What follows belongs to an exercise in optimizing a design on an open flow for small area; a production flow would make more cautious choices. Function not checked in this run: the RTL went through the layout flow alone.

==> design.v <==
`timescale 1ns / 1ps
module bcd_seg(
    input[3:0] num,
    output reg[7:0] seg_out
);
always @(num)
begin
    case(num)
        4'h0: seg_out=8'b1100_0000;
        4'h1: seg_out=8'b1111_1001;
        4'h2: seg_out=8'b1010_0100;
        4'h3: seg_out=8'b1011_0000;
        4'h4: seg_out=8'b1001_1001;
        4'h5: seg_out=8'b1001_0010;
        4'h6: seg_out=8'b1000_0010;
        4'h7: seg_out=8'b1111_1000;
        4'h8: seg_out=8'b1000_0000;
        4'h9: seg_out=8'b1001_0000;
        4'ha: seg_out=8'b1000_1000;
        4'hb: seg_out=8'b1000_0011;
        4'hc: seg_out=8'b1100_0110;
        4'hd: seg_out=8'b1010_0001;
        4'he: seg_out=8'b1000_0110;
        4'hf: seg_out=8'b1000_1110;
        default: seg_out = 8'b1111_1111;
    endcase
end
endmodule
module key_mapping(
    input[15:0] key_in,
    output[15:0] key_out
);
assign key_out[13] = ~key_in[15];  
assign key_out[12] = ~key_in[14];  
assign key_out[11] = ~key_in[13];  
assign key_out[10] = ~key_in[12];  
assign key_out[14] = ~key_in[11];   
assign key_out[9] = ~key_in[10];
assign key_out[6] = ~key_in[9];
assign key_out[3] = ~key_in[8];
assign key_out[0] = ~key_in[7];
assign key_out[8] = ~key_in[6];
assign key_out[5] = ~key_in[5];
assign key_out[2] = ~key_in[4];
assign key_out[15] = ~key_in[3];  
assign key_out[7] = ~key_in[2];
assign key_out[4] = ~key_in[1];
assign key_out[1] = ~key_in[0];
endmodule
`timescale 1ns / 1ps
module button_jitter #(
    parameter DEBOUNCE = 16
)(
    input clk,
    input rst,
    input but_in,
    output but_out
);
reg [1:0] record;
wire change_detect;
reg [16:0] cnt;
reg out;
always @(posedge clk)
    if(rst)
        record <= 2'b00;
    else
        record <= {record[0],but_in};
assign change_detect = record[0] ^ record[1];
always @(posedge clk)
    if(rst)
        cnt <= 0;
    else if(change_detect==1)
        cnt <= 0;
    else
        cnt <= cnt + 1;
always @(posedge clk)
    if(rst)
        out <= 1'b0;
    else if(cnt == DEBOUNCE) begin
        out <= record[0];
    end
assign but_out = out;
endmodule
`timescale 1ns / 1ps
module button_edge(
    input clk,
    input rst,
    input but_in,
    output but_press,
    output but_edge
);
button_jitter jitter(clk, rst, but_in, but_press);
reg [1:0] record;
always @(posedge clk)
    if(rst)
        record <= 2'b00;
    else
        record <= {record[0], but_press};
assign but_edge = record[0] & ~record[1];
endmodule
`timescale 1ns / 1ps
module edge_gen(
    input clk,
    input rst,
    input in,
    output out_edge
);
reg [1:0] record;
always @(posedge clk)
    if(rst)
        record <= 2'b00;
    else
        record <= {record[0], in};
assign out_edge = record[0] & ~record[1];
endmodule
module clk_div(
    input clk,
    input rst,
    input en,
    output reg clock,
    output rise
);
parameter period = 1000;
reg[19:0] cnt;
assign rise = !rst && en && cnt == ((period >> 1) - 1) && !clock;
always @(posedge clk) begin
    if(rst) begin
        cnt <= 0;
        clock <= 0;
    end else if(en) begin
        if(cnt == ((period >> 1) - 1)) begin
            clock <= ~clock;
            cnt <= 0;
        end else begin
            cnt <= cnt + 1;
        end
    end
end
endmodule
`timescale 1ns / 1ps
module counter #(
    parameter MS = 16
)(
    input clk,
    input rst,
    input[15:0] period,
    output clk_counter
);
reg[16:0] count;
reg[15:0] ms;
assign clk_counter = ms == period ? 1'b1 : 1'b0;
always @(posedge clk)
begin
    if (rst)
        count <= 17'b0;
    else if (count == MS - 1)
        count <= 17'b0;
    else
        count <= count + 1;
end
always @(posedge clk)
begin
    if (rst)
        ms <= 16'b0;
    else if (ms == period)
        ms <= 16'b0;
    else if (count == (MS >> 1) - 1)
        ms <= ms + 1;
end
endmodule
module key_scanner(
    input clk, rst,
    input [3:0] row,
    output reg [3:0] col,
    output [15:0] keys
);
parameter NO_SCAN = 4'd0;
parameter SCANING = 4'd1;
parameter UPDATE_DATA = 4'd2;
reg [3:0] state;
reg[15:0] data;
reg[15:0] data_out;
reg[2:0] waitbit;  
key_mapping key_mapping_inst(data_out, keys);
always @(posedge clk) begin
    if (rst) begin
        col <= 4'b1111;
        state <= NO_SCAN;
        data <= 16'hFFFF;
        data_out <= 16'hFFFF;
        waitbit <= 0;
    end
    else begin
        case (state)
            NO_SCAN: begin
                state <= SCANING;
                col <= 4'b0111;
            end
            SCANING: begin
                case(col)
                    4'b0111: begin
                        if(waitbit == 7) begin
                            data[15:12] <= row;
                            col <= 4'b1011;
                            waitbit <= 0;
                        end
                        else waitbit <= waitbit + 1;
                    end
                    4'b1011: begin
                        if(waitbit == 7) begin
                            data[11:8] <= row;
                            col <= 4'b1101;
                            waitbit <= 0;
                        end
                        else waitbit <= waitbit + 1;
                    end
                    4'b1101: begin
                        if(waitbit == 7) begin
                            data[7:4] <= row;
                            col <= 4'b1110;
                            waitbit <= 0;
                        end
                        else waitbit <= waitbit + 1;
                    end
                    4'b1110: begin
                        if(waitbit == 7) begin
                            data[3:0] <= row;
                            col <= 4'b1111;
                            waitbit <= 0;
                            state <= UPDATE_DATA;
                        end
                        else waitbit <= waitbit + 1;
                    end
                endcase
            end
            UPDATE_DATA: begin
                if(waitbit == 7) begin
                    state <= NO_SCAN;
                    data_out <= data;
                    waitbit <= 0;
                end
                else waitbit <= waitbit + 1;
            end
        endcase
    end
end
endmodule
module input_process(
    input clk, rst,
    input[23:0] sw,
    input[4:0] bt,
    input[3:0] row,
    output[3:0] col,
    output[23:0] sw_press,
    output[23:0] sw_edge,
    output[4:0] bt_press,
    output[4:0] bt_edge,
    output[15:0] key_press,
    output[15:0] key_edge
);
button_edge sw_0(clk, rst, sw[0], sw_press[0], sw_edge[0]);
button_edge sw_1(clk, rst, sw[1], sw_press[1], sw_edge[1]);
button_edge sw_2(clk, rst, sw[2], sw_press[2], sw_edge[2]);
button_edge sw_3(clk, rst, sw[3], sw_press[3], sw_edge[3]);
button_edge sw_4(clk, rst, sw[4], sw_press[4], sw_edge[4]);
button_edge sw_5(clk, rst, sw[5], sw_press[5], sw_edge[5]);
button_edge sw_6(clk, rst, sw[6], sw_press[6], sw_edge[6]);
button_edge sw_7(clk, rst, sw[7], sw_press[7], sw_edge[7]);
button_edge sw_8(clk, rst, sw[8], sw_press[8], sw_edge[8]);
button_edge sw_9(clk, rst, sw[9], sw_press[9], sw_edge[9]);
button_edge sw_10(clk, rst, sw[10], sw_press[10], sw_edge[10]);
button_edge sw_11(clk, rst, sw[11], sw_press[11], sw_edge[11]);
button_edge sw_12(clk, rst, sw[12], sw_press[12], sw_edge[12]);
button_edge sw_13(clk, rst, sw[13], sw_press[13], sw_edge[13]);
button_edge sw_14(clk, rst, sw[14], sw_press[14], sw_edge[14]);
button_edge sw_15(clk, rst, sw[15], sw_press[15], sw_edge[15]);
button_edge sw_16(clk, rst, sw[16], sw_press[16], sw_edge[16]);
button_edge sw_17(clk, rst, sw[17], sw_press[17], sw_edge[17]);
button_edge sw_18(clk, rst, sw[18], sw_press[18], sw_edge[18]);
button_edge sw_19(clk, rst, sw[19], sw_press[19], sw_edge[19]);
button_edge sw_20(clk, rst, sw[20], sw_press[20], sw_edge[20]);
button_edge sw_21(clk, rst, sw[21], sw_press[21], sw_edge[21]);
button_edge sw_22(clk, rst, sw[22], sw_press[22], sw_edge[22]);
button_edge sw_23(clk, rst, sw[23], sw_press[23], sw_edge[23]);
button_edge bt_0(clk, rst, bt[0], bt_press[0], bt_edge[0]);
button_edge bt_1(clk, rst, bt[1], bt_press[1], bt_edge[1]);
button_edge bt_2(clk, rst, bt[2], bt_press[2], bt_edge[2]);
button_edge bt_3(clk, rst, bt[3], bt_press[3], bt_edge[3]);
button_edge bt_4(clk, rst, bt[4], bt_press[4], bt_edge[4]);
wire[15:0] key;
key_scanner key_scanner_0(clk, rst, row, col, key);
button_edge key_0(clk, rst, key[0], key_press[0], key_edge[0]);
button_edge key_1(clk, rst, key[1], key_press[1], key_edge[1]);
button_edge key_2(clk, rst, key[2], key_press[2], key_edge[2]);
button_edge key_3(clk, rst, key[3], key_press[3], key_edge[3]);
button_edge key_4(clk, rst, key[4], key_press[4], key_edge[4]);
button_edge key_5(clk, rst, key[5], key_press[5], key_edge[5]);
button_edge key_6(clk, rst, key[6], key_press[6], key_edge[6]);
button_edge key_7(clk, rst, key[7], key_press[7], key_edge[7]);
button_edge key_8(clk, rst, key[8], key_press[8], key_edge[8]);
button_edge key_9(clk, rst, key[9], key_press[9], key_edge[9]);
button_edge key_10(clk, rst, key[10], key_press[10], key_edge[10]);
button_edge key_11(clk, rst, key[11], key_press[11], key_edge[11]);
button_edge key_12(clk, rst, key[12], key_press[12], key_edge[12]);
button_edge key_13(clk, rst, key[13], key_press[13], key_edge[13]);
button_edge key_14(clk, rst, key[14], key_press[14], key_edge[14]);
button_edge key_15(clk, rst, key[15], key_press[15], key_edge[15]);
endmodule
`timescale 1ns / 1ps
module seg_tube(
    input clk,
    input rst,
    input[7:0] i0, i1, i2, i3, i4, i5, i6, i7,
    output reg[7:0] seg, seg_en
);
wire tick;
counter c_inst(clk, rst, 16'd2, tick);
reg[7:0] visiable;
always @(posedge clk)
begin
    if(rst) begin
        visiable <= 8'b00000000;
        seg_en <= 8'b11111111;
        seg <= 8'b11111111;
    end
    else if(tick) begin
        if(visiable != 8'b00000000) begin
            visiable <= visiable >> 1;
        end
        else begin
            visiable <= 8'b10000000;
        end
        seg_en <= ~visiable;
        case(visiable)
            8'b10000000: seg <= i0;
            8'b01000000: seg <= i1;
            8'b00100000: seg <= i2;
            8'b00010000: seg <= i3;
            8'b00001000: seg <= i4;
            8'b00000100: seg <= i5;
            8'b00000010: seg <= i6;
            8'b00000001: seg <= i7;
            8'b00000000: seg <= 8'b11111111;
            default: ;
        endcase
    end
end
endmodule
module buzzer_player #(
    parameter MS = 16
)(
    input clk,
    input rst,
    input[11:0] hz_next,
    output reg buzzer
);
reg[31:0] cnt;
reg[11:0] hz;
reg[31:0] reach;
reg reach_edge;
always @(posedge clk) begin
    if(rst) begin
        cnt <= 0;
        hz <= 0;
        reach <= MS;
        reach_edge <= 0;
        buzzer <= 0;
    end
    else begin
        if(cnt == (reach >> 1) - 1) begin
            cnt <= 0;
            reach_edge <= 1;
            if(hz != 0) begin
                buzzer <= ~buzzer;
            end
        end
        else begin
            cnt <= cnt + 1;
        end
        if(reach_edge) begin
            reach_edge <= 0;
            hz <= hz_next;
            if(hz_next == 0) begin
                reach <= MS;
            end else begin
                reach <= (MS * 1000) / hz_next;
            end
        end
    end
end
endmodule
module alert_player #(
    parameter MS = 16
)(
    input clk, rst, set,
    output buzzer
);
parameter hz = 12'd440;
parameter length = 12'd400;
wire ms_clk, ms_edge;
wire ms_rise;
clk_div #(MS) ms_clk_inst(clk, rst, 1'b1, ms_clk, ms_rise);
edge_gen ms_edge_gen_inst(clk, rst, ms_clk, ms_edge);
reg[11:0] cnt;
reg[11:0] play_hz;
reg playing;
buzzer_player player_inst(clk, rst, play_hz, buzzer);
always @(posedge clk) begin
    if(rst) begin
        cnt <= 0;
        play_hz <= 0;
        playing <= 0;
    end
    else if(set) begin
        cnt <= 0;
        play_hz <= hz;
        playing <= 1;
    end
    else if(playing && ms_edge) begin
        if(cnt == length) begin
            cnt <= 0;
            play_hz <= 0;
            playing <= 0;
        end else begin
            cnt <= cnt + 1;
        end
    end
end
endmodule
module music_player #(
    parameter MS = 16
)(
    input clk,
    input rst,
    output[23:0] led,
    output buzzer
);
parameter _4C  = 12'd262;
parameter _4CP = 12'd277;
parameter _4D  = 12'd294;
parameter _4DP = 12'd311;
parameter _4E  = 12'd330;
parameter _4F  = 12'd349;
parameter _4FP = 12'd370;
parameter _4G  = 12'd392;
parameter _4GP = 12'd415;
parameter _4A  = 12'd440;
parameter _4AP = 12'd466;
parameter _4B  = 12'd494;
parameter _5C  = 12'd523;
parameter _5CP = 12'd554;
parameter _5D  = 12'd587;
parameter _5DP = 12'd622;
parameter _5E  = 12'd659;
parameter _5F  = 12'd698;
parameter _5FP = 12'd740;
parameter _5G  = 12'd784;
parameter _5GP = 12'd831;
parameter _5A  = 12'd880;
parameter _5AP = 12'd932;
parameter _5B  = 12'd988;
parameter NO_VOICE = 12'd0;
parameter slice = 200;
parameter sect_count = 8'd17;
wire ms_clk;
wire ms_rise;
clk_div #(MS) ms_clk_inst(clk, rst, 1'b1, ms_clk, ms_rise);
reg[11:0] cnt;
wire ms_edge;
edge_gen ms_edge_inst(clk, rst, ms_clk, ms_edge);
reg play_end;
reg[11:0] slices;
assign led[11:0] = slices;
assign led[23:12] = 12'b0;
always @(posedge clk) begin
    if(rst) begin
        cnt <= 0;
        slices <= 0;
        play_end <= 0;
    end
    else begin
        if(play_end == 0) begin
            if(ms_edge) begin
                if(cnt == slice) begin
                    cnt <= 0;
                    if(slices == {sect_count, 4'b0000}) begin
                        play_end <= 1;
                    end
                    else begin
                        slices <= slices + 1;
                    end
                end
                else begin
                    cnt <= cnt + 1;
                end
            end
        end
    end
end
reg[11:0] hz;
reg[11:0] next_hz;
buzzer_player player(clk, rst, hz, buzzer);
always @(*) begin
    if(rst == 0 && play_end == 0) begin
        case(slices)
            12'h010: next_hz = _4D;
            12'h012: next_hz = _4A;
            12'h013: next_hz = _4G;
            12'h014: next_hz = _4A;
            12'h016: next_hz = _5C;
            12'h018: next_hz = _5D;
            12'h01C: next_hz = NO_VOICE;
            12'h020: next_hz = _4D;
            12'h022: next_hz = _4A;
            12'h023: next_hz = _4G;
            12'h024: next_hz = _4A;
            12'h026: next_hz = _5C;
            12'h028: next_hz = _5D;
            12'h02C: next_hz = NO_VOICE;
            12'h030: next_hz = _4D;
            12'h032: next_hz = _4A;
            12'h033: next_hz = _4G;
            12'h034: next_hz = _4A;
            12'h036: next_hz = _5C;
            12'h038: next_hz = _5D;
            12'h03C: next_hz = _4A;
            12'h03E: next_hz = _5E;
            12'h040: next_hz = _5F;
            12'h042: next_hz = _4A;
            12'h044: next_hz = _5E;
            12'h046: next_hz = _4G;
            12'h048: next_hz = _5D;
            12'h04C: next_hz = NO_VOICE;
            12'h050: next_hz = _4D;
            12'h052: next_hz = _4A;
            12'h053: next_hz = _4G;
            12'h054: next_hz = _4A;
            12'h056: next_hz = _5C;
            12'h058: next_hz = _5D;
            12'h05C: next_hz = NO_VOICE;
            12'h060: next_hz = _4D;
            12'h062: next_hz = _4A;
            12'h063: next_hz = _4G;
            12'h064: next_hz = _4A;
            12'h066: next_hz = _5C;
            12'h068: next_hz = _5D;
            12'h06C: next_hz = NO_VOICE;
            12'h070: next_hz = _4D;
            12'h072: next_hz = _4A;
            12'h073: next_hz = _4G;
            12'h074: next_hz = _4A;
            12'h076: next_hz = _5C;
            12'h078: next_hz = _5D;
            12'h080: next_hz = NO_VOICE;
            12'h08C: next_hz = _4D;
            12'h08E: next_hz = _4F;
            12'h090: next_hz = _4G;
            12'h094: next_hz = _4A;
            12'h098: next_hz = _4D;
            12'h09B: next_hz = NO_VOICE;
            12'h09C: next_hz = _4D;
            12'h09E: next_hz = _4F;
            12'h0A0: next_hz = _4G;
            12'h0A4: next_hz = _4A;
            12'h0A8: next_hz = _4D;
            12'h0AB: next_hz = NO_VOICE;
            12'h0AC: next_hz = _4D;
            12'h0AE: next_hz = _4F;
            12'h0B0: next_hz = _4G;
            12'h0B4: next_hz = _4A;
            12'h0B8: next_hz = _5C;
            12'h0BA: next_hz = _4A;
            12'h0BC: next_hz = _4G;
            12'h0BE: next_hz = _4A;
            12'h0C0: next_hz = _4G;
            12'h0C2: next_hz = _4A;
            12'h0C4: next_hz = _4G;
            12'h0C6: next_hz = _4A;
            12'h0C8: next_hz = _4D;
            12'h0CB: next_hz = NO_VOICE;
            12'h0CC: next_hz = _4D;
            12'h0CE: next_hz = _4F;
            12'h0D0: next_hz = _4G;
            12'h0D4: next_hz = _4A;
            12'h0D8: next_hz = _4D;
            12'h0DB: next_hz = NO_VOICE;
            12'h0DC: next_hz = _4D;
            12'h0DE: next_hz = _4F;
            12'h0E0: next_hz = _4G;
            12'h0E4: next_hz = _4A;
            12'h0E8: next_hz = _4E;
            12'h0EC: next_hz = _4F;
            12'h0EE: next_hz = _4C;
            12'h0F0: next_hz = _4D;
            12'h0F8: next_hz = NO_VOICE;
            default: next_hz = hz;
        endcase
    end else begin
        next_hz = NO_VOICE;
    end
end
always @(posedge clk) begin
    if(rst) begin
        hz <= 12'b0;
    end else begin
        hz <= next_hz;
    end
end
endmodule
module setting_control(
    input clk,
    input rst,
    input[23:0] sw_press,
    input[23:0] sw_edge,
    input[4:0] bt_press,
    input[4:0] bt_edge,
    input[15:0] key_press,
    input[15:0] key_edge,
    input[2:0] view,
    output reg[2:0] player_count,
    output reg[3:0] question_count,
    output reg[6:0] answer_time,
    output reg[6:0] win_score,
    output reg[3:0] success_score,
    output reg[3:0] fail_score,
    output reg[2:0] state
);
wire up_press, down_press, left_press, right_press;
assign up_press = bt_edge[2];
assign down_press = bt_edge[4];
assign left_press = bt_edge[1];
assign right_press = bt_edge[0];
reg[2:0] last_state;
wire state_change = last_state != state;
reg[3:0] cursor;
always @(posedge clk) begin
    if(rst) begin
        state <= 0;
        last_state <= 0;
    end else begin
        if(view == 0) begin
            last_state <= state;
            if (left_press) begin
                if(state == 0)
                    state <= 6;
                else
                    state <= state - 1;
            end
            else if (right_press) begin
                if(state == 6)
                    state <= 0;
                else
                    state <= state + 1;
            end
        end
    end
end
always @(posedge clk) begin
    if(rst) begin
        player_count <= 2;
        question_count <= 5;
        answer_time <= 10;
        win_score <= 3;
        success_score <= 1;
        fail_score <= 1;
        cursor <= 1;
    end
    else begin
        if(view == 0) begin
            if(state_change)
                cursor <= 1;
            case(state)
                1: begin
                    if(up_press && player_count < 4) player_count <= player_count + 1;
                    else if(down_press && player_count > 2) player_count <= player_count - 1;
                    else begin
                        case(key_edge[4:2])
                            3'b100 : player_count <= 4;
                            3'b010 : player_count <= 3;
                            3'b001 : player_count <= 2;
                        endcase
                    end
                end
                2: begin
                    if(up_press && question_count < 9) question_count <= question_count + 1;
                    else if(down_press && question_count > 1) question_count <= question_count - 1;
                    else begin
                        case(key_edge[9:1])
                            9'b100_000_000 : question_count <= 9;
                            9'b010_000_000 : question_count <= 8;
                            9'b001_000_000 : question_count <= 7;
                            9'b000_100_000 : question_count <= 6;
                            9'b000_010_000 : question_count <= 5;
                            9'b000_001_000 : question_count <= 4;
                            9'b000_000_100 : question_count <= 3;
                            9'b000_000_010 : question_count <= 2;
                            9'b000_000_001 : question_count <= 1;
                        endcase
                    end
                end
                3: begin
                    if(up_press && answer_time < 99) answer_time <= answer_time + 1;
                    else if(down_press && answer_time > 1) answer_time <= answer_time - 1;
                    else begin
                        if(cursor == 1) begin
                            case(key_edge[9:0])
                                10'b100_000_000_0 : answer_time <= 90 + answer_time % 10;
                                10'b010_000_000_0 : answer_time <= 80 + answer_time % 10;
                                10'b001_000_000_0 : answer_time <= 70 + answer_time % 10;
                                10'b000_100_000_0 : answer_time <= 60 + answer_time % 10;
                                10'b000_010_000_0 : answer_time <= 50 + answer_time % 10;
                                10'b000_001_000_0 : answer_time <= 40 + answer_time % 10;
                                10'b000_000_100_0 : answer_time <= 30 + answer_time % 10;
                                10'b000_000_010_0 : answer_time <= 20 + answer_time % 10;
                                10'b000_000_001_0 : answer_time <= 10 + answer_time % 10;
                                10'b000_000_000_1 : answer_time <= 0 + answer_time % 10;
                            endcase
                            if(|key_edge[9:0]) cursor <= 0;
                        end
                        if(cursor == 0) begin
                            case(key_edge[9:0])
                                10'b100_000_000_0 : answer_time <= 9 + (answer_time / 10) * 10;
                                10'b010_000_000_0 : answer_time <= 8 + (answer_time / 10) * 10;
                                10'b001_000_000_0 : answer_time <= 7 + (answer_time / 10) * 10;
                                10'b000_100_000_0 : answer_time <= 6 + (answer_time / 10) * 10;
                                10'b000_010_000_0 : answer_time <= 5 + (answer_time / 10) * 10;
                                10'b000_001_000_0 : answer_time <= 4 + (answer_time / 10) * 10;
                                10'b000_000_100_0 : answer_time <= 3 + (answer_time / 10) * 10;
                                10'b000_000_010_0 : answer_time <= 2 + (answer_time / 10) * 10;
                                10'b000_000_001_0 : answer_time <= 1 + (answer_time / 10) * 10;
                                10'b000_000_000_1 : answer_time <= 0 + (answer_time / 10) * 10;
                            endcase
                            if(|key_edge[9:0]) cursor <= 1;
                        end
                    end
                end
                4: begin
                    if(up_press && win_score < 99) win_score <= win_score + 1;
                    else if(down_press && win_score > 1) win_score <= win_score - 1;
                    else begin
                        if(cursor == 1) begin
                            case(key_edge[9:0])
                                10'b100_000_000_0 : win_score <= 90 + win_score % 10;
                                10'b010_000_000_0 : win_score <= 80 + win_score % 10;
                                10'b001_000_000_0 : win_score <= 70 + win_score % 10;
                                10'b000_100_000_0 : win_score <= 60 + win_score % 10;
                                10'b000_010_000_0 : win_score <= 50 + win_score % 10;
                                10'b000_001_000_0 : win_score <= 40 + win_score % 10;
                                10'b000_000_100_0 : win_score <= 30 + win_score % 10;
                                10'b000_000_010_0 : win_score <= 20 + win_score % 10;
                                10'b000_000_001_0 : win_score <= 10 + win_score % 10;
                                10'b000_000_000_1 : win_score <= 0 + win_score % 10;
                            endcase
                            if(|key_edge[9:0]) cursor <= 0;
                        end
                        if(cursor == 0) begin
                            case(key_edge[9:0])
                                10'b100_000_000_0 : win_score <= 9 + (win_score / 10) * 10;
                                10'b010_000_000_0 : win_score <= 8 + (win_score / 10) * 10;
                                10'b001_000_000_0 : win_score <= 7 + (win_score / 10) * 10;
                                10'b000_100_000_0 : win_score <= 6 + (win_score / 10) * 10;
                                10'b000_010_000_0 : win_score <= 5 + (win_score / 10) * 10;
                                10'b000_001_000_0 : win_score <= 4 + (win_score / 10) * 10;
                                10'b000_000_100_0 : win_score <= 3 + (win_score / 10) * 10;
                                10'b000_000_010_0 : win_score <= 2 + (win_score / 10) * 10;
                                10'b000_000_001_0 : win_score <= 1 + (win_score / 10) * 10;
                                10'b000_000_000_1 : win_score <= 0 + (win_score / 10) * 10;
                            endcase
                            if(|key_edge[9:0]) cursor <= 1;
                        end
                    end
                end
                5: begin
                    if(up_press && success_score < 9) success_score <= success_score + 1;
                    else if(down_press && success_score > 1) success_score <= success_score - 1;
                    else begin
                        case(key_edge[9:1])
                            9'b100_000_000 : success_score <= 9;
                            9'b010_000_000 : success_score <= 8;
                            9'b001_000_000 : success_score <= 7;
                            9'b000_100_000 : success_score <= 6;
                            9'b000_010_000 : success_score <= 5;
                            9'b000_001_000 : success_score <= 4;
                            9'b000_000_100 : success_score <= 3;
                            9'b000_000_010 : success_score <= 2;
                            9'b000_000_001 : success_score <= 1;
                        endcase
                    end
                end
                6: begin
                    if(up_press && fail_score < 9) fail_score <= fail_score + 1;
                    else if(down_press && fail_score > 1) fail_score <= fail_score - 1;
                    else begin
                        case(key_edge[9:1])
                            9'b100_000_000 : fail_score <= 9;
                            9'b010_000_000 : fail_score <= 8;
                            9'b001_000_000 : fail_score <= 7;
                            9'b000_100_000 : fail_score <= 6;
                            9'b000_010_000 : fail_score <= 5;
                            9'b000_001_000 : fail_score <= 4;
                            9'b000_000_100 : fail_score <= 3;
                            9'b000_000_010 : fail_score <= 2;
                            9'b000_000_001 : fail_score <= 1;
                        endcase
                    end
                end
            endcase
        end
    end
end
endmodule
module setting_view(
    input clk,
    input rst,
    input [2:0] view,
    input [2:0] state,
    input [2:0] player_count,
    input [3:0] question_count,
    input [6:0] answer_time,
    input [6:0] win_socre,
    input [3:0] success_score,
    input [3:0] fail_score,
    output[7:0] seg_out,
    output[7:0] seg_en,
    output[23:0] led,
    output buzzer
);
reg[7:0] i0, i1, i2, i3, i4, i5, i6, i7;
seg_tube seg_inst(clk, rst, i0, i1, i2, i3, i4, i5, i6, i7, seg_out, seg_en);
reg[3:0] bcd0_i;
wire[7:0] bcd0_o;
bcd_seg bcd_0(bcd0_i, bcd0_o);
reg[3:0] bcd1_i;
wire[7:0] bcd1_o;
bcd_seg bcd_1(bcd1_i, bcd1_o);
reg[3:0] bcd6_i;
wire[7:0] bcd6_o;
bcd_seg bcd_6(bcd6_i, bcd6_o);
reg[3:0] bcd7_i;
wire[7:0] bcd7_o;
bcd_seg bcd_7(bcd7_i, bcd7_o);
parameter NOSHOW = 8'b11111111;
assign led = 24'b0;
assign buzzer = 1'b0;
always @(*) begin
    {i0, i1, i2, i3, i4, i5, i6, i7} = {8{NOSHOW}};
    {bcd0_i, bcd1_i, bcd6_i, bcd7_i} = 16'b0;
    if(view == 0) begin
        bcd0_i = 5;
        i0 = bcd0_o;
        bcd1_i = state;
        i1 = bcd1_o;
        i2 = NOSHOW;
        i3 = NOSHOW;
        i4 = NOSHOW;
        i5 = NOSHOW;
        case(state)
            0: begin
                i6 = NOSHOW;
                i7 = NOSHOW;
            end
            1: begin
                i6 = NOSHOW;
                bcd7_i = player_count;
                i7 = bcd7_o;
            end
            2: begin
                i6 = NOSHOW;
                bcd7_i = question_count;
                i7 = bcd7_o;
            end
            3: begin
                bcd6_i = answer_time / 10;
                i6 = bcd6_o;
                bcd7_i = answer_time % 10;
                i7 = bcd7_o;
            end
            4: begin
                bcd6_i = win_socre / 10;
                i6 = bcd6_o;
                bcd7_i = win_socre % 10;
                i7 = bcd7_o;
            end
            5: begin
                i6 = NOSHOW;
                bcd7_i = success_score;
                i7 = bcd7_o;
            end
            6: begin
                i6 = NOSHOW;
                bcd7_i = fail_score;
                i7 = bcd7_o;
            end
            default: begin
                bcd6_i = 0;
                bcd7_i = 0;
                i6 = NOSHOW;
                i7 = NOSHOW;
            end
        endcase
    end else begin
        i0 = NOSHOW;
        i1 = NOSHOW;
        i2 = NOSHOW;
        i3 = NOSHOW;
        i4 = NOSHOW;
        i5 = NOSHOW;
        i6 = NOSHOW;
        i7 = NOSHOW;
    end
end
endmodule
module competition_control #(
    parameter MS = 16
)(
    input clk,
    input rst,
    input[23:0] sw_press,
    input[23:0] sw_edge,
    input[4:0] bt_press,
    input[4:0] bt_edge,
    input[15:0] key_press,
    input[15:0] key_edge,
    input[2:0] view,
    input [2:0] player_count,
    input [3:0] question_count,
    input [6:0] answer_time,
    input [6:0] win_socre,
    input [3:0] success_score,
    input [3:0] fail_score,
    output reg[3:0]  play_count,
    output reg[2:0]  state,
    output reg[17:0] time_remain,
    output reg[6:0]  player1_score,
    output reg[6:0]  player2_score,
    output reg[6:0]  player3_score,
    output reg[6:0]  player4_score,
    output reg[17:0] player1_list,
    output reg[17:0] player2_list,
    output reg[17:0] player3_list,
    output reg[17:0] player4_list,
    output reg[2:0]  select_player,
    output reg[2:0]  winner
);
wire ms_clk;
reg clock_end;
wire ms_rise;
clk_div #(MS) ms_clk_inst(clk, rst, 1'b1, ms_clk, ms_rise);
always @(posedge clk) begin
    if(rst || view == 0) begin
        play_count <= 0;
        state <= 0;
        player1_score <= 0;
        player2_score <= 0;
        player3_score <= 0;
        player4_score <= 0;
        player1_list <= 0;
        player2_list <= 0;
        player3_list <= 0;
        player4_list <= 0;
        winner <= 0;
        select_player <= 0;
    end
    else begin
        if(view == 1) begin
            case(state)
                0: begin
                    if(key_edge[14]) begin
                        if(play_count == question_count) begin
                            if(player1_score >= player2_score && player1_score >= player3_score && player1_score >= player4_score)
                                winner = 1;
                            else if(player2_score >= player1_score && player2_score >= player3_score && player2_score >= player4_score)
                                winner = 2;
                            else if(player3_score >= player1_score && player3_score >= player2_score && player3_score >= player4_score)
                                winner = 3;
                            else if(player4_score >= player1_score && player4_score >= player2_score && player4_score >= player3_score)
                                winner = 4;
                        end else if(player1_score >= win_socre) begin
                            winner = 1;
                        end else if(player2_score >= win_socre) begin
                            winner = 2;
                        end else if(player3_score >= win_socre) begin
                            winner = 3;
                        end else if(player4_score >= win_socre) begin
                            winner = 4;
                        end else begin
                            play_count <= play_count + 1;
                            state <= 1;
                            select_player <= 0;
                        end
                    end
                end
                1: begin
                    if(clock_end) begin
                        select_player <= 0;
                        state <= 2;
                    end
                    case(key_edge[4:1])
                        4'b1000: begin
                            if(player_count >= 4) begin
                                select_player <= 4;
                                state <= 2;
                            end
                        end
                        4'b0100: begin
                            if(player_count >= 3) begin
                                select_player <= 3;
                                state <= 2;
                            end
                        end
                        4'b0010: begin
                            select_player <= 2;
                            state <= 2;
                        end
                        4'b0001: begin
                            select_player <= 1;
                            state <= 2;
                        end
                    endcase
                end
                2: begin
                    case({key_edge[10], key_edge[11], key_edge[0]})
                        3'b100: begin  
                            case(select_player)
                                1: begin
                                    player1_list <= player1_list | (18'd1 << (play_count - 1) * 2);
                                    player1_score <= player1_score + success_score;
                                end
                                2: begin
                                    player2_list <= player2_list | (18'd1 << (play_count - 1) * 2);
                                    player2_score <= player2_score + success_score;
                                end
                                3: begin
                                    player3_list <= player3_list | (18'd1 << (play_count - 1) * 2);
                                    player3_score <= player3_score + success_score;
                                end
                                4: begin
                                    player4_list <= player4_list | (18'd1 << (play_count - 1) * 2);
                                    player4_score <= player4_score + success_score;
                                end
                            endcase
                        end
                        3'b010: begin  
                            case(select_player)
                                1: begin
                                    player1_list <= player1_list | (18'd2 << (play_count - 1) * 2);
                                    if(player1_score - fail_score > player1_score)
                                        player1_score <= 0;
                                    else
                                        player1_score <= player1_score - fail_score;
                                end
                                2: begin
                                    player2_list <= player2_list | (18'd2 << (play_count - 1) * 2);
                                    if(player2_score - fail_score > player2_score)
                                        player2_score <= 0;
                                    else
                                        player2_score <= player2_score - fail_score;
                                end
                                3: begin
                                    player3_list <= player3_list | (18'd2 << (play_count - 1) * 2);
                                    if(player3_score - fail_score > player3_score)
                                        player3_score <= 0;
                                    else
                                        player3_score <= player3_score - fail_score;
                                end
                                4: begin
                                    player4_list <= player4_list | (18'd2 << (play_count - 1) * 2);
                                    if(player4_score - fail_score > player4_score)
                                        player4_score <= 0;
                                    else
                                        player4_score <= player4_score - fail_score;
                                end
                            endcase
                        end
                        3'b001: begin  
                            case(select_player)
                                1: begin
                                    player1_list <= player1_list | (18'd3 << (play_count - 1) * 2);
                                end
                                2: begin
                                    player2_list <= player2_list | (18'd3 << (play_count - 1) * 2);
                                end
                                3: begin
                                    player3_list <= player3_list | (18'd3 << (play_count - 1) * 2);
                                end
                                4: begin
                                    player4_list <= player4_list | (18'd3 << (play_count - 1) * 2);
                                end
                            endcase
                        end
                    endcase
                    if(key_edge[10] + key_edge[11] + key_edge[0] == 1) begin
                        state <= 0;
                    end
                end
            endcase
        end
    end
end
always @(posedge clk) begin
    if(rst) begin
        time_remain <= 0;
        clock_end <= 0;
    end
    else if(ms_rise) begin
    if(view != 1 || state != 1) begin
        time_remain <= 0;
        clock_end <= 0;
    end
    else if(state == 1) begin
        case(time_remain)
            0 : begin
                time_remain <= answer_time * 1000;
                clock_end <= 0;
            end
            10 : clock_end <= 1;
            default : time_remain <= time_remain - 1;
        endcase
    end
    end
end
endmodule
module competition_view(
    input clk,
    input rst,
    input [2:0] view,
    input[3:0]  play_count,
    input[2:0]  state,
    input[17:0] time_remain,
    input[6:0]  player1_score,
    input[6:0]  player2_score,
    input[6:0]  player3_score,
    input[6:0]  player4_score,
    input[17:0] player1_list,
    input[17:0] player2_list,
    input[17:0] player3_list,
    input[17:0] player4_list,
    input[2:0]  select_player,
    input[2:0]  winner,
    output[7:0] seg_out,
    output[7:0] seg_en,
    output[23:0] led,
    output buzzer
);
reg[2:0] last_state;
reg set_player;
alert_player alert_player_inst(clk, rst, set_player, buzzer);
always @(posedge clk) begin
    if(rst) begin
        set_player <= 0;
        last_state <= 0;
    end else begin
    if(set_player == 1) begin
        set_player <= 0;
    end
    if(view == 1) begin
        if((last_state == 0 && state == 1) || (last_state == 1 && state == 2)) begin
            set_player <= 1;
        end
        last_state <= state;
    end
    end
end
reg[7:0] i0, i1, i2, i3, i4, i5, i6, i7;
seg_tube seg_inst(clk, rst, i0, i1, i2, i3, i4, i5, i6, i7, seg_out, seg_en);
reg[3:0] bcd1_i;
wire[7:0] bcd1_o;
bcd_seg bcd_1(bcd1_i, bcd1_o);
reg[3:0] bcd2_i;
wire[7:0] bcd2_o;
bcd_seg bcd_2(bcd2_i, bcd2_o);
reg[3:0] bcd4_i;
wire[7:0] bcd4_o;
bcd_seg bcd_4(bcd4_i, bcd4_o);
reg[3:0] bcd5_i;
wire[7:0] bcd5_o;
bcd_seg bcd_5(bcd5_i, bcd5_o);
reg[3:0] bcd6_i;
wire[7:0] bcd6_o;
bcd_seg bcd_6(bcd6_i, bcd6_o);
reg[3:0] bcd7_i;
wire[7:0] bcd7_o;
bcd_seg bcd_7(bcd7_i, bcd7_o);
parameter NOSHOW = 8'b11111111;
assign led = 24'b0;
always @(*) begin
    {i0, i1, i2, i3, i4, i5, i6, i7} = {8{NOSHOW}};
    {bcd1_i, bcd2_i, bcd4_i, bcd5_i, bcd6_i, bcd7_i} = 24'b0;
    if(view == 1) begin
        i0 = 8'b11000110;
        bcd1_i = play_count;
        i1 = bcd1_o;
        bcd2_i = state + 10;
        i2 = bcd2_o;
        i3 = NOSHOW;
        case(state)
            0: begin
                i5 = NOSHOW;
                if(play_count == 0) begin
                    i4 = NOSHOW;
                    i6 = NOSHOW;
                    i7 = NOSHOW;
                end
                else begin
                    case(select_player)
                        0: begin
                            bcd4_i = 0;
                            i4 = bcd4_o;
                            i6 = NOSHOW;
                            i7 = NOSHOW;
                        end
                        1: begin
                            bcd4_i = 1;
                            i4 = bcd4_o;
                            bcd6_i = player1_score / 10;
                            i6 = bcd6_o;
                            bcd7_i = player1_score % 10;
                            i7 = bcd7_o;
                        end
                        2: begin
                            bcd4_i = 2;
                            i4 = bcd4_o;
                            bcd6_i = player2_score / 10;
                            i6 = bcd6_o;
                            bcd7_i = player2_score % 10;
                            i7 = bcd7_o;
                        end
                        3: begin
                            bcd4_i = 3;
                            i4 = bcd4_o;
                            bcd6_i = player3_score / 10;
                            i6 = bcd6_o;
                            bcd7_i = player3_score % 10;
                            i7 = bcd7_o;
                        end
                        4: begin
                            bcd4_i = 4;
                            i4 = bcd4_o;
                            bcd6_i = player4_score / 10;
                            i6 = bcd6_o;
                            bcd7_i = player4_score % 10;
                            i7 = bcd7_o;
                        end
                    endcase
                end
            end
            1: begin
                i4 = NOSHOW;
                i5 = NOSHOW;
                bcd6_i = (time_remain / 1000) / 10;
                i6 = bcd6_o;
                bcd7_i = (time_remain / 1000) % 10;
                i7 = bcd7_o;
            end
            2: begin
                bcd4_i = select_player;
                i4 = bcd4_o;
                i5 = NOSHOW;
                i6 = NOSHOW;
                i7 = NOSHOW;
            end
        endcase
    end
end
endmodule
module win_view #(
    parameter MS = 16
)(
    input clk,
    input rst,
    input [2:0] view,
    input[2:0] player_count,
    input[6:0] player1_score,
    input[6:0] player2_score,
    input[6:0] player3_score,
    input[6:0] player4_score,
    input[2:0] winner,
    output[7:0] seg_out,
    output[7:0] seg_en,
    output[23:0] led,
    output buzzer
);
reg music_rst;
music_player music_player_inst(clk, music_rst, led, buzzer);
always @(posedge clk) begin
    if(rst || view != 2) begin
        music_rst <= 1;
    end
    else begin
        music_rst <= 0;
    end
end
parameter WIN_STATE = 7;
reg[2:0] state;
reg[2:0] pos;
reg[4:0] ms100_pass;
reg[6:0] show_score;
wire ms_clk, ms_rise;
clk_div #(MS) ms_clk_inst(clk, rst, 1'b1, ms_clk, ms_rise);
wire ms100_clk, ms100_rise;
clk_div #(100) ms100_clk_inst(clk, rst, ms_rise, ms100_clk, ms100_rise);
wire ms100_edge;
edge_gen ms100_edge_inst(clk, rst, ms100_clk, ms100_edge);
always @(posedge clk) begin
    if(rst || view != 2) begin
        state <= 0;
        pos <= 0;
        ms100_pass <= 0;
        show_score <= 0;
    end
    else begin
        if(state == 0) begin
            state <= 1;
            show_score <= player1_score;
            pos <= 0;
        end else if(state == player_count && pos == 5) begin
            state <= WIN_STATE;
            pos <= 0;
            case(winner)
                1: show_score <= player1_score;
                2: show_score <= player2_score;
                3: show_score <= player3_score;
                4: show_score <= player4_score;
            endcase
        end else if(pos == 5) begin
            case(state)
                1: show_score <= player2_score;
                2: show_score <= player3_score;
                3: show_score <= player4_score;
            endcase
            state <= state + 1;
            pos <= 0;
        end
        if(state >= 1 && state <= player_count) begin
            if(ms100_pass == 10) begin
                pos <= pos + 1;
                ms100_pass <= 0;
            end else if(ms100_edge) begin
                ms100_pass <= ms100_pass + 1;
            end
        end
    end
end
reg[7:0] i0, i1, i2, i3, i4, i5, i6, i7;
seg_tube seg_inst(clk, rst, i0, i1, i2, i3, i4, i5, i6, i7, seg_out, seg_en);
reg[3:0] bcd4_i;
wire[7:0] bcd4_o;
bcd_seg bcd_4(bcd4_i, bcd4_o);
reg[3:0] bcd6_i;
wire[7:0] bcd6_o;
bcd_seg bcd_6(bcd6_i, bcd6_o);
reg[3:0] bcd7_i;
wire[7:0] bcd7_o;
bcd_seg bcd_7(bcd7_i, bcd7_o);
parameter NOSHOW = 8'b11111111;
always @(*) begin
    {i0, i1, i2, i3, i4, i5, i6, i7} = {8{NOSHOW}};
    {bcd4_i, bcd6_i, bcd7_i} = 12'b0;
    if(view == 2) begin
        if(state == 0) begin
            {i0, i1, i2, i3, i4, i5, i6, i7} = {8{NOSHOW}};
        end
        else if(state >= 1 && state <= player_count) begin
            bcd4_i = state;
            bcd6_i = show_score / 10;
            bcd7_i = show_score % 10;
            case(pos)
                0: begin
                    {i1, i4, i5, i6, i7} = {5{NOSHOW}};
                    {i0, i2, i3} = {bcd4_o, bcd6_o, bcd7_o};
                end
                1: begin
                    {i0, i2, i5, i6, i7} = {5{NOSHOW}};
                    {i1, i3, i4} = {bcd4_o, bcd6_o, bcd7_o};
                end
                2: begin
                    {i0, i1, i3, i6, i7} = {5{NOSHOW}};
                    {i2, i4, i5} = {bcd4_o, bcd6_o, bcd7_o};
                end
                3: begin
                    {i0, i1, i2, i4, i7} = {5{NOSHOW}};
                    {i3, i5, i6} = {bcd4_o, bcd6_o, bcd7_o};
                end
                4: begin
                    {i0, i1, i2, i3, i5} = {5{NOSHOW}};
                    {i4, i6, i7} = {bcd4_o, bcd6_o, bcd7_o};
                end
            endcase
        end
        else begin
            {i0, i1, i2, i3, i5} = {5{NOSHOW}};
            bcd4_i = winner;
            i4 = bcd4_o;
            bcd6_i = show_score / 10;
            i6 = bcd6_o;
            bcd7_i = show_score % 10;
            i7 = bcd7_o;
        end
    end
end
endmodule
module inspect_player_view(
    input clk,
    input rst,
    input [2:0] view,
    input[4:0] bt_edge,
    input[2:0] player_count,
    input[6:0] player1_score,
    input[6:0] player2_score,
    input[6:0] player3_score,
    input[6:0] player4_score,
    output[7:0] seg_out,
    output[7:0] seg_en,
    output[23:0] led,
    output buzzer
);
wire left_press, right_press;
assign left_press = bt_edge[1];
assign right_press = bt_edge[0];
reg[2:0] state;
always @(posedge clk) begin
    if(rst || view != 3) begin
        state <= 0;
    end
    else begin
        if(state == 0) begin
            state <= 1;
        end
        if(left_press) begin
            if(state == 1)
                state <= player_count;
            else
                state <= state - 1;
        end
        else if(right_press) begin
            if(state == player_count)
                state <= 1;
            else
                state <= state + 1;
        end
    end
end
reg[3:0] bcd4_i;
wire[7:0] bcd4_o;
bcd_seg bcd_4(bcd4_i, bcd4_o);
reg[7:0] i0, i1, i2, i3, i4, i5, i6, i7;
seg_tube ipv_seg_inst(clk, rst, i0, i1, i2, i3, i4, i5, i6, i7, seg_out, seg_en);
reg[3:0] bcd6_i;
wire[7:0] bcd6_o;
bcd_seg bcd_6(bcd6_i, bcd6_o);
reg[3:0] bcd7_i;
wire[7:0] bcd7_o;
bcd_seg bcd_7(bcd7_i, bcd7_o);
parameter NOSHOW = 8'b11111111;
assign led = 24'b0;
assign buzzer = 1'b0;
always @(*) begin
    {i0, i1, i2, i3, i4, i5, i6, i7} = {8{NOSHOW}};
    {bcd4_i, bcd6_i, bcd7_i} = 12'b0;
    if(view == 3) begin
        i0 = 8'b1111_1001;
        i1 = 8'b1000_1100;
        {i2, i3, i5} = {3{NOSHOW}};
        {i4, i6, i7} = {bcd4_o, bcd6_o, bcd7_o};
        bcd4_i = state;
        case(state)
            1: begin
                bcd6_i = player1_score / 10;
                bcd7_i = player1_score % 10;
            end
            2: begin
                bcd6_i = player2_score / 10;
                bcd7_i = player2_score % 10;
            end
            3: begin
                bcd6_i = player3_score / 10;
                bcd7_i = player3_score % 10;
            end
            4: begin
                bcd6_i = player4_score / 10;
                bcd7_i = player4_score % 10;
            end
        endcase
    end
end
endmodule
module inspect_question_view(
    input clk,
    input rst,
    input [2:0] view,
    input[4:0] bt_edge,
    input[3:0]  play_count,
    input[17:0] player1_list,
    input[17:0] player2_list,
    input[17:0] player3_list,
    input[17:0] player4_list,
    output[7:0] seg_out,
    output[7:0] seg_en,
    output[23:0] led,
    output buzzer
);
wire left_press, right_press;
assign left_press = bt_edge[1];
assign right_press = bt_edge[0];
reg[3:0] state;
always @(posedge clk) begin
    if(rst || view != 4) begin
        state <= 0;
    end
    else begin
        if(state == 0) begin
            state <= 1;
        end
        if(left_press) begin
            if(state == 1)
                state <= play_count;
            else
                state <= state - 1;
        end
        else if(right_press) begin
            if(state == play_count)
                state <= 1;
            else
                state <= state + 1;
        end
    end
end
reg[7:0] i0, i1, i2, i3, i4, i5, i6, i7;
seg_tube ipv_seg_inst(clk, rst, i0, i1, i2, i3, i4, i5, i6, i7, seg_out, seg_en);
reg[3:0] bcd2_i;
wire[7:0] bcd2_o;
bcd_seg bcd_2(bcd2_i, bcd2_o);
reg[3:0] bcd7_i;
wire[7:0] bcd7_o;
bcd_seg bcd_7(bcd7_i, bcd7_o);
parameter NOSHOW = 8'b11111111;
reg[1:0] p1, p2, p3, p4;
assign led = 24'b0;
assign buzzer = 1'b0;
always @(*) begin
    {p1, p2, p3, p4} = 8'b0;
    case(state)
        1: begin
            p1 = player1_list[1:0];
            p2 = player2_list[1:0];
            p3 = player3_list[1:0];
            p4 = player4_list[1:0];
        end
        2: begin
            p1 = player1_list[3:2];
            p2 = player2_list[3:2];
            p3 = player3_list[3:2];
            p4 = player4_list[3:2];
        end
        3: begin
            p1 = player1_list[5:4];
            p2 = player2_list[5:4];
            p3 = player3_list[5:4];
            p4 = player4_list[5:4];
        end
        4: begin
            p1 = player1_list[7:6];
            p2 = player2_list[7:6];
            p3 = player3_list[7:6];
            p4 = player4_list[7:6];
        end
        5: begin
            p1 = player1_list[9:8];
            p2 = player2_list[9:8];
            p3 = player3_list[9:8];
            p4 = player4_list[9:8];
        end
        6: begin
            p1 = player1_list[11:10];
            p2 = player2_list[11:10];
            p3 = player3_list[11:10];
            p4 = player4_list[11:10];
        end
        7: begin
            p1 = player1_list[13:12];
            p2 = player2_list[13:12];
            p3 = player3_list[13:12];
            p4 = player4_list[13:12];
        end
        8: begin
            p1 = player1_list[15:14];
            p2 = player2_list[15:14];
            p3 = player3_list[15:14];
            p4 = player4_list[15:14];
        end
        9: begin
            p1 = player1_list[17:16];
            p2 = player2_list[17:16];
            p3 = player3_list[17:16];
            p4 = player4_list[17:16];
        end
    endcase
end
always @(*) begin
    {i0, i1, i2, i3, i4, i5, i6, i7} = {8{NOSHOW}};
    {bcd2_i, bcd7_i} = 8'b0;
    if(view == 4) begin
        i0 = 8'b1111_1001;
        i1 = 8'b1001_1000;
        bcd2_i = state;
        i2 = bcd2_o;
        i3 = NOSHOW;
        {i4, i5, i6, i7} = {4{NOSHOW}};
        if(p1 != 0) begin
            case(p1)
                2'b01: bcd7_i = 10;
                2'b10: bcd7_i = 11;
                2'b11: bcd7_i = 0;
            endcase
            i7 = bcd7_o;
            {i4, i5, i6} = {3{NOSHOW}};
        end else if(p2 != 0) begin
            case(p2)
                2'b01: bcd7_i = 10;
                2'b10: bcd7_i = 11;
                2'b11: bcd7_i = 0;
            endcase
            i6 = bcd7_o;
            {i4, i5, i7} = {3{NOSHOW}};
        end else if(p3 != 0) begin
            case(p3)
                2'b01: bcd7_i = 10;
                2'b10: bcd7_i = 11;
                2'b11: bcd7_i = 0;
            endcase
            i5 = bcd7_o;
            {i4, i6, i7} = {3{NOSHOW}};
        end else if(p4 != 0) begin
            case(p4)
                2'b01: bcd7_i = 10;
                2'b10: bcd7_i = 11;
                2'b11: bcd7_i = 0;
            endcase
            i4 = bcd7_o;
            {i5, i6, i7} = {3{NOSHOW}};
        end
    end
end
endmodule
module top_module(
    input clk,
    input rst,
    input[23:0] sw,
    input[4:0] bt,
    input[3:0] row,
    output[3:0] col,
    output reg[7:0] seg_out,
    output reg[7:0] seg_en,
    output reg[23:0] led,
    output reg buzzer
);
wire[23:0] sw_press;
wire[23:0] sw_edge;
wire[4:0] bt_press;
wire[4:0] bt_edge;
wire[15:0] key_press;
wire[15:0] key_edge;
input_process input_process_inst(
    clk, rst,
    sw,
    bt,
    row,
    col,
    sw_press,
    sw_edge,
    bt_press,
    bt_edge,
    key_press,
    key_edge
);
reg[2:0] view;
wire[2:0] o_view;
assign o_view = view;
wire[2:0] player_count;
wire[3:0] question_count;
wire[6:0] answer_time;
wire[6:0] win_socre;
wire[3:0] success_score;
wire[3:0] fail_score;
wire[2:0] sc_state;
setting_control sc_inst(
    clk, rst,
    sw_press,
    sw_edge,
    bt_press,
    bt_edge,
    key_press,
    key_edge,
    o_view,
    player_count,
    question_count,
    answer_time,
    win_socre,
    success_score,
    fail_score,
    sc_state
);
wire[7:0] sv_seg_out;
wire[7:0] sv_seg_en;
wire[23:0] sv_led;
wire sv_buzzer;
setting_view sv_inst(
    clk, rst,
    o_view,
    sc_state,
    player_count,
    question_count,
    answer_time,
    win_socre,
    success_score,
    fail_score,
    sv_seg_out,
    sv_seg_en,
    sv_led,
    sv_buzzer
);
wire comprtition_rst;
wire[3:0] play_count;
wire[2:0]  cc_state;
wire[17:0] time_remain;
wire[6:0]  player1_score;
wire[6:0]  player2_score;
wire[6:0]  player3_score;
wire[6:0]  player4_score;
wire[17:0] player1_list;
wire[17:0] player2_list;
wire[17:0] player3_list;
wire[17:0] player4_list;
wire[2:0] select_player;
wire[2:0] winner;
competition_control cc_inst(
    clk, comprtition_rst,
    sw_press,
    sw_edge,
    bt_press,
    bt_edge,
    key_press,
    key_edge,
    o_view,
    player_count,
    question_count,
    answer_time,
    win_socre,
    success_score,
    fail_score,
    play_count,
    cc_state,
    time_remain,
    player1_score,
    player2_score,
    player3_score,
    player4_score,
    player1_list,
    player2_list,
    player3_list,
    player4_list,
    select_player,
    winner
);
wire[7:0] cv_seg_out;
wire[7:0] cv_seg_en;
wire[23:0] cv_led;
wire cv_buzzer;
competition_view cv_inst(
    clk, rst,
    o_view,
    play_count,
    cc_state,
    time_remain,
    player1_score,
    player2_score,
    player3_score,
    player4_score,
    player1_list,
    player2_list,
    player3_list,
    player4_list,
    select_player,
    winner,
    cv_seg_out,
    cv_seg_en,
    cv_led,
    cv_buzzer
);
wire[7:0] wv_seg_out;
wire[7:0] wv_seg_en;
wire[23:0] wv_led;
wire wv_buzzer;
win_view win_inst(
    clk, rst,
    o_view,
    player_count,
    player1_score,
    player2_score,
    player3_score,
    player4_score,
    winner,
    wv_seg_out,
    wv_seg_en,
    wv_led,
    wv_buzzer
);
wire[7:0] ipv_seg_out;
wire[7:0] ipv_seg_en;
wire[23:0] ipv_led;
wire ipv_buzzer;
inspect_player_view ipv_inst(
    clk, rst,
    o_view,
    bt_edge,
    player_count,
    player1_score,
    player2_score,
    player3_score,
    player4_score,
    ipv_seg_out,
    ipv_seg_en,
    ipv_led,
    ipv_buzzer
);
wire[7:0] iqv_seg_out;
wire[7:0] iqv_seg_en;
wire[23:0] iqv_led;
wire iqv_buzzer;
inspect_question_view iqv_inst(
    clk, rst,
    o_view,
    bt_edge,
    play_count,
    player1_list,
    player2_list,
    player3_list,
    player4_list,
    iqv_seg_out,
    iqv_seg_en,
    iqv_led,
    iqv_buzzer
);
always @(*) begin
    case(view)
        0: begin
            seg_out = sv_seg_out;
            seg_en = sv_seg_en;
            led = sv_led;
            buzzer = sv_buzzer;
        end
        1: begin
            seg_out = cv_seg_out;
            seg_en = cv_seg_en;
            led = cv_led;
            buzzer = cv_buzzer;
        end
        2: begin
            seg_out = wv_seg_out;
            seg_en = wv_seg_en;
            led = wv_led;
            buzzer = wv_buzzer;
        end
        3: begin
            seg_out = ipv_seg_out;
            seg_en = ipv_seg_en;
            led = ipv_led;
            buzzer = ipv_buzzer;
        end
        4: begin
            seg_out = iqv_seg_out;
            seg_en = iqv_seg_en;
            led = iqv_led;
            buzzer = iqv_buzzer;
        end
        default: begin
            seg_out = 8'b11111111;
            seg_en = 8'b11111111;
            led = 24'b0;
            buzzer = 1'b0;
        end
    endcase
end
assign comprtition_rst = rst || view == 0;
always @(posedge clk) begin
    if(rst || (view == 1 && key_edge[15]) || (view == 2 && key_edge[15])) begin
        view <= 0;
    end else if((view == 0 && key_edge[15]) || (view == 3 && key_edge[12]) || (view == 4 && key_edge[13])) begin
        view <= 1;
    end else if(view == 1 && winner != 0) begin
        view <= 2;
    end else if(view == 1 && key_edge[12]) begin
        view <= 3;
    end else if(view == 1 && key_edge[13]) begin
        view <= 4;
    end
end
endmodule
==> run.sh <==
#!/bin/bash
# synth_recipe.tcl (not shown) runs the flow's synth.tcl, then flattens the netlist and writes it again
# the make line also repeats each setting of config.mk as NAME=value (left out here)
make -C /OpenROAD-flow-scripts/flow DESIGN_CONFIG=/design/flow/config.mk WORK_HOME=/design/flow/orfs CLKGATE_MAP_FILE= SYNTH_SCRIPT=/design/flow/synth_recipe.tcl finish
==> config.mk <==
export PLATFORM = sky130hd
export DESIGN_NAME = top_module
export DESIGN_NICKNAME = top_module
export VERILOG_FILES = /design/flow/design.v
export SDC_FILE = /design/flow/constraint.sdc
export NUM_CORES = 4
export LEC_CHECK = 0
export CAP_MARGIN = 20
export CORE_MARGIN = 2
export CORE_UTILIZATION = 40
export PLACE_DENSITY = 0.6
export SLEW_MARGIN = 20
==> constraint.sdc <==
create_clock -name core_clock -period 90.0 [get_ports {clk}]
set_input_delay 18.0000 -clock core_clock [delete_from_list [all_inputs] [get_ports {clk}]]
set_output_delay 18.0000 -clock core_clock [all_outputs]
set_load 0.01 [all_outputs]
Signal wires on met1:
(1 px per µm) Supply wires on this layer in grey.
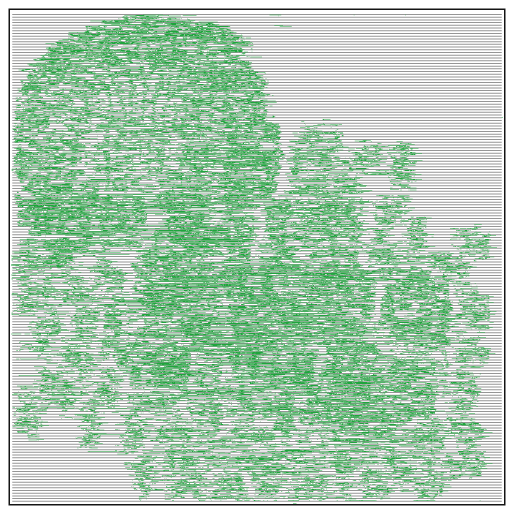
share of all routed wire: 50%
wire length on this layer: 129 mm
nets with wire on the layer: 12448
main direction: horizontal

Signal wires on met2:
(1 px per µm)
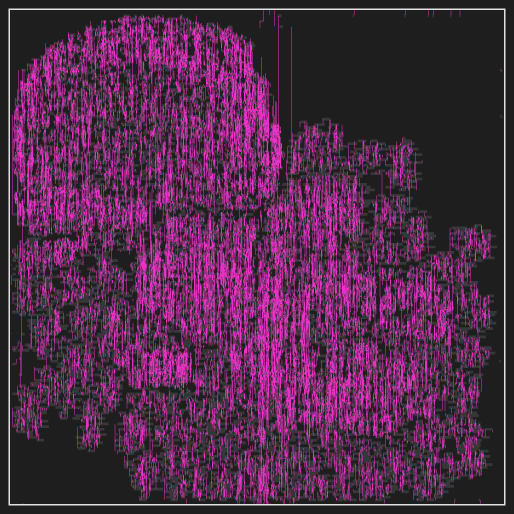
nets with wire on the layer: 10336
longest straight run: 125 µm
wire length on this layer: 112 mm
share of all routed wire: 43%

==> reports/metrics.csv <==
metric;value;unit
min Tclk post-route;81900;ps
slowest cell delay on critical path;710;ps
Setup CP Type;register to register;
yosys warns;20;
most common cell after layout, fill and taps aside;nor2_1;
drt pass-1 iters;8;
DP Area;0.09936;mm²
Syn Std Cell Area;0.09606;mm²
GR Util All Layers;20.58;%
Metal-1 WL;129000;µm
multi-input logic area;0.06760;mm²
synth unique cells;143;
Starting Density;40.31;%
Seq/total area;23.69;%
most used cell, CP;o21ai_0;
clock buffers;194;
most common cell in the netlist;nor2_1;
Worst path depth;381;
setup TNS;0;ps
clk tree area frac;4.526;%
Final setup viols;0;
Post-DP HPWL;190800;µm
status;complete, no violations;
Max-cap violations;0;
Layout Nets;13200;
CTS tree;done;
DIE AREA;0.2441;mm²
CP Launch Point;win_inst.music_player_inst.hz[9]$_SDFFE_PP0P_;
R2R Setup Slk;8100;ps
met3 Use GR;2.462;%
worst path required time;90660;ps
WHS Path Cells;1;
dominant kind of cell;multi-input combinational cells;
clk sinks;1234;
Reg-to-Reg End;win_inst.music_player_inst.player.reach[1]$_SDFFE_PP0P_;
Top FF cell, synth;dfxtp_1;
DR iter-0 viols;6751;
fraction of synthesized area in multiplexers;2.493;%
Non-Clock Buffer Area Fraction;1.382;%
Reg clk slew, reported paths;60;ps
Yosys reg bits;1234;
Worst Hold Endpoint;input_process_inst.key_14.jitter.record[0]$_SDFF_PP0_;
grt ovf;0;
FF+latch area;0.02471;mm²
most frequent cells after synthesis;1734 x nor2_1, 1234 x dfxtp_1, 963 x nand2_1;
Data arrival, critical path;82560;ps
clk latency of the worst-skew pair;800;ps
Layout area overhead;8.557;%
Pins Over Slew Limit;0;
post-route setup slack;8104;ps
H-tree depth;4;
Crit-path slowest cell;or4_1;
GRT met1 Usage;29.77;%
Simple-Gate Fraction of Synth Area;26.58;%
bufs w/o clock;176;
cts bufs inserted;137;
Die X;494.1;µm
area leader, netlist;dfxtp_1;
Reg-to-Reg Start;win_inst.music_player_inst.hz[9]$_SDFFE_PP0P_;
wire length on met3;12610;µm
DRC Markers;0;
number of global-route vias before repair;82010;
Least-Margin Pin Slew;1084;ps
biggest regs;cv_inst.alert_player_inst.player_inst.cnt (32), win_inst.music_player_inst.player.cnt (32), win_inst.music_player_inst.player.reach (30);
Buf/Inv on CP;12;
routed len/inst;16.52;µm
CP endpoint;win_inst.music_player_inst.player.reach[1]$_SDFFE_PP0P_;
post-synthesis sequential area ratio;25.72;%
Placement Rows;179;
Placed Cells;15460;
Max Root-Sink Buffers;3;
die height;494.1;µm
Final period util;91.00;%
max_slew headroom;27.58;%
pre-CTS setup slack;3252;ps
post-CTS setup buffer count;0;
largest family of logic cells by synthesized area;simple AND/OR/NAND/NOR gates;
Fin. Hold Viols;0;
number of synthesized flops with an enable pin;0;
IO Port Bufs;41;
Routed Antenna Nets;0;
hold crit path type;register to register;
largest net degree at the start of global routing;141;
M3 wires:
(1.5 px per µm)
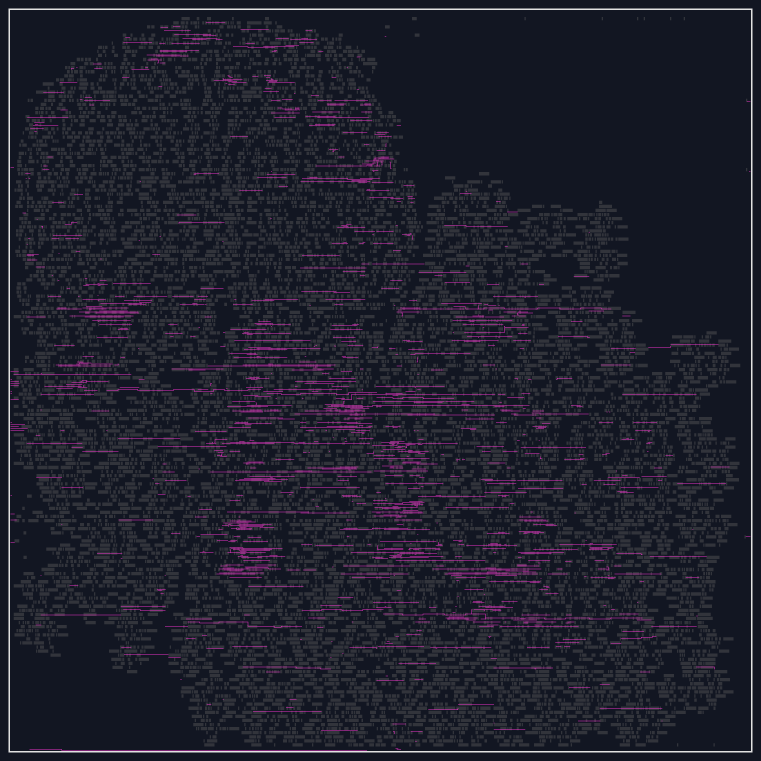
wire length on this layer: 12600 µm
share of all routed wire: 4.9%
nets with wire on the layer: 721
main direction: horizontal

==> afterwards: timing with drivers on the ports <==
The flow's constraints put no driver on any port. The routed layout listed below was extracted and timed again, unchanged, in two steps.
Step 1, drivers: a clkbuf_16 drives clk and a buf_2 each remaining input, both assumed.
Step 2 also shifts input and output timing later by t, the mid clock arrival at the registers, as if the neighbouring blocks saw the same clock.
Slacks: no drivers / after step 1 / after step 2; pairs: no drivers / after step 1.
t (ns): 0.857
slack for setup (ns): 8.104 / 8.104 / 8.104
slew at the worst register clock pin (ns): 0.07 / 0.07
After both steps setup and hold are still met in this run. For this run, drivers alone change the setup slack by 0.000 ns; drivers and shift together by 0.000 ns.
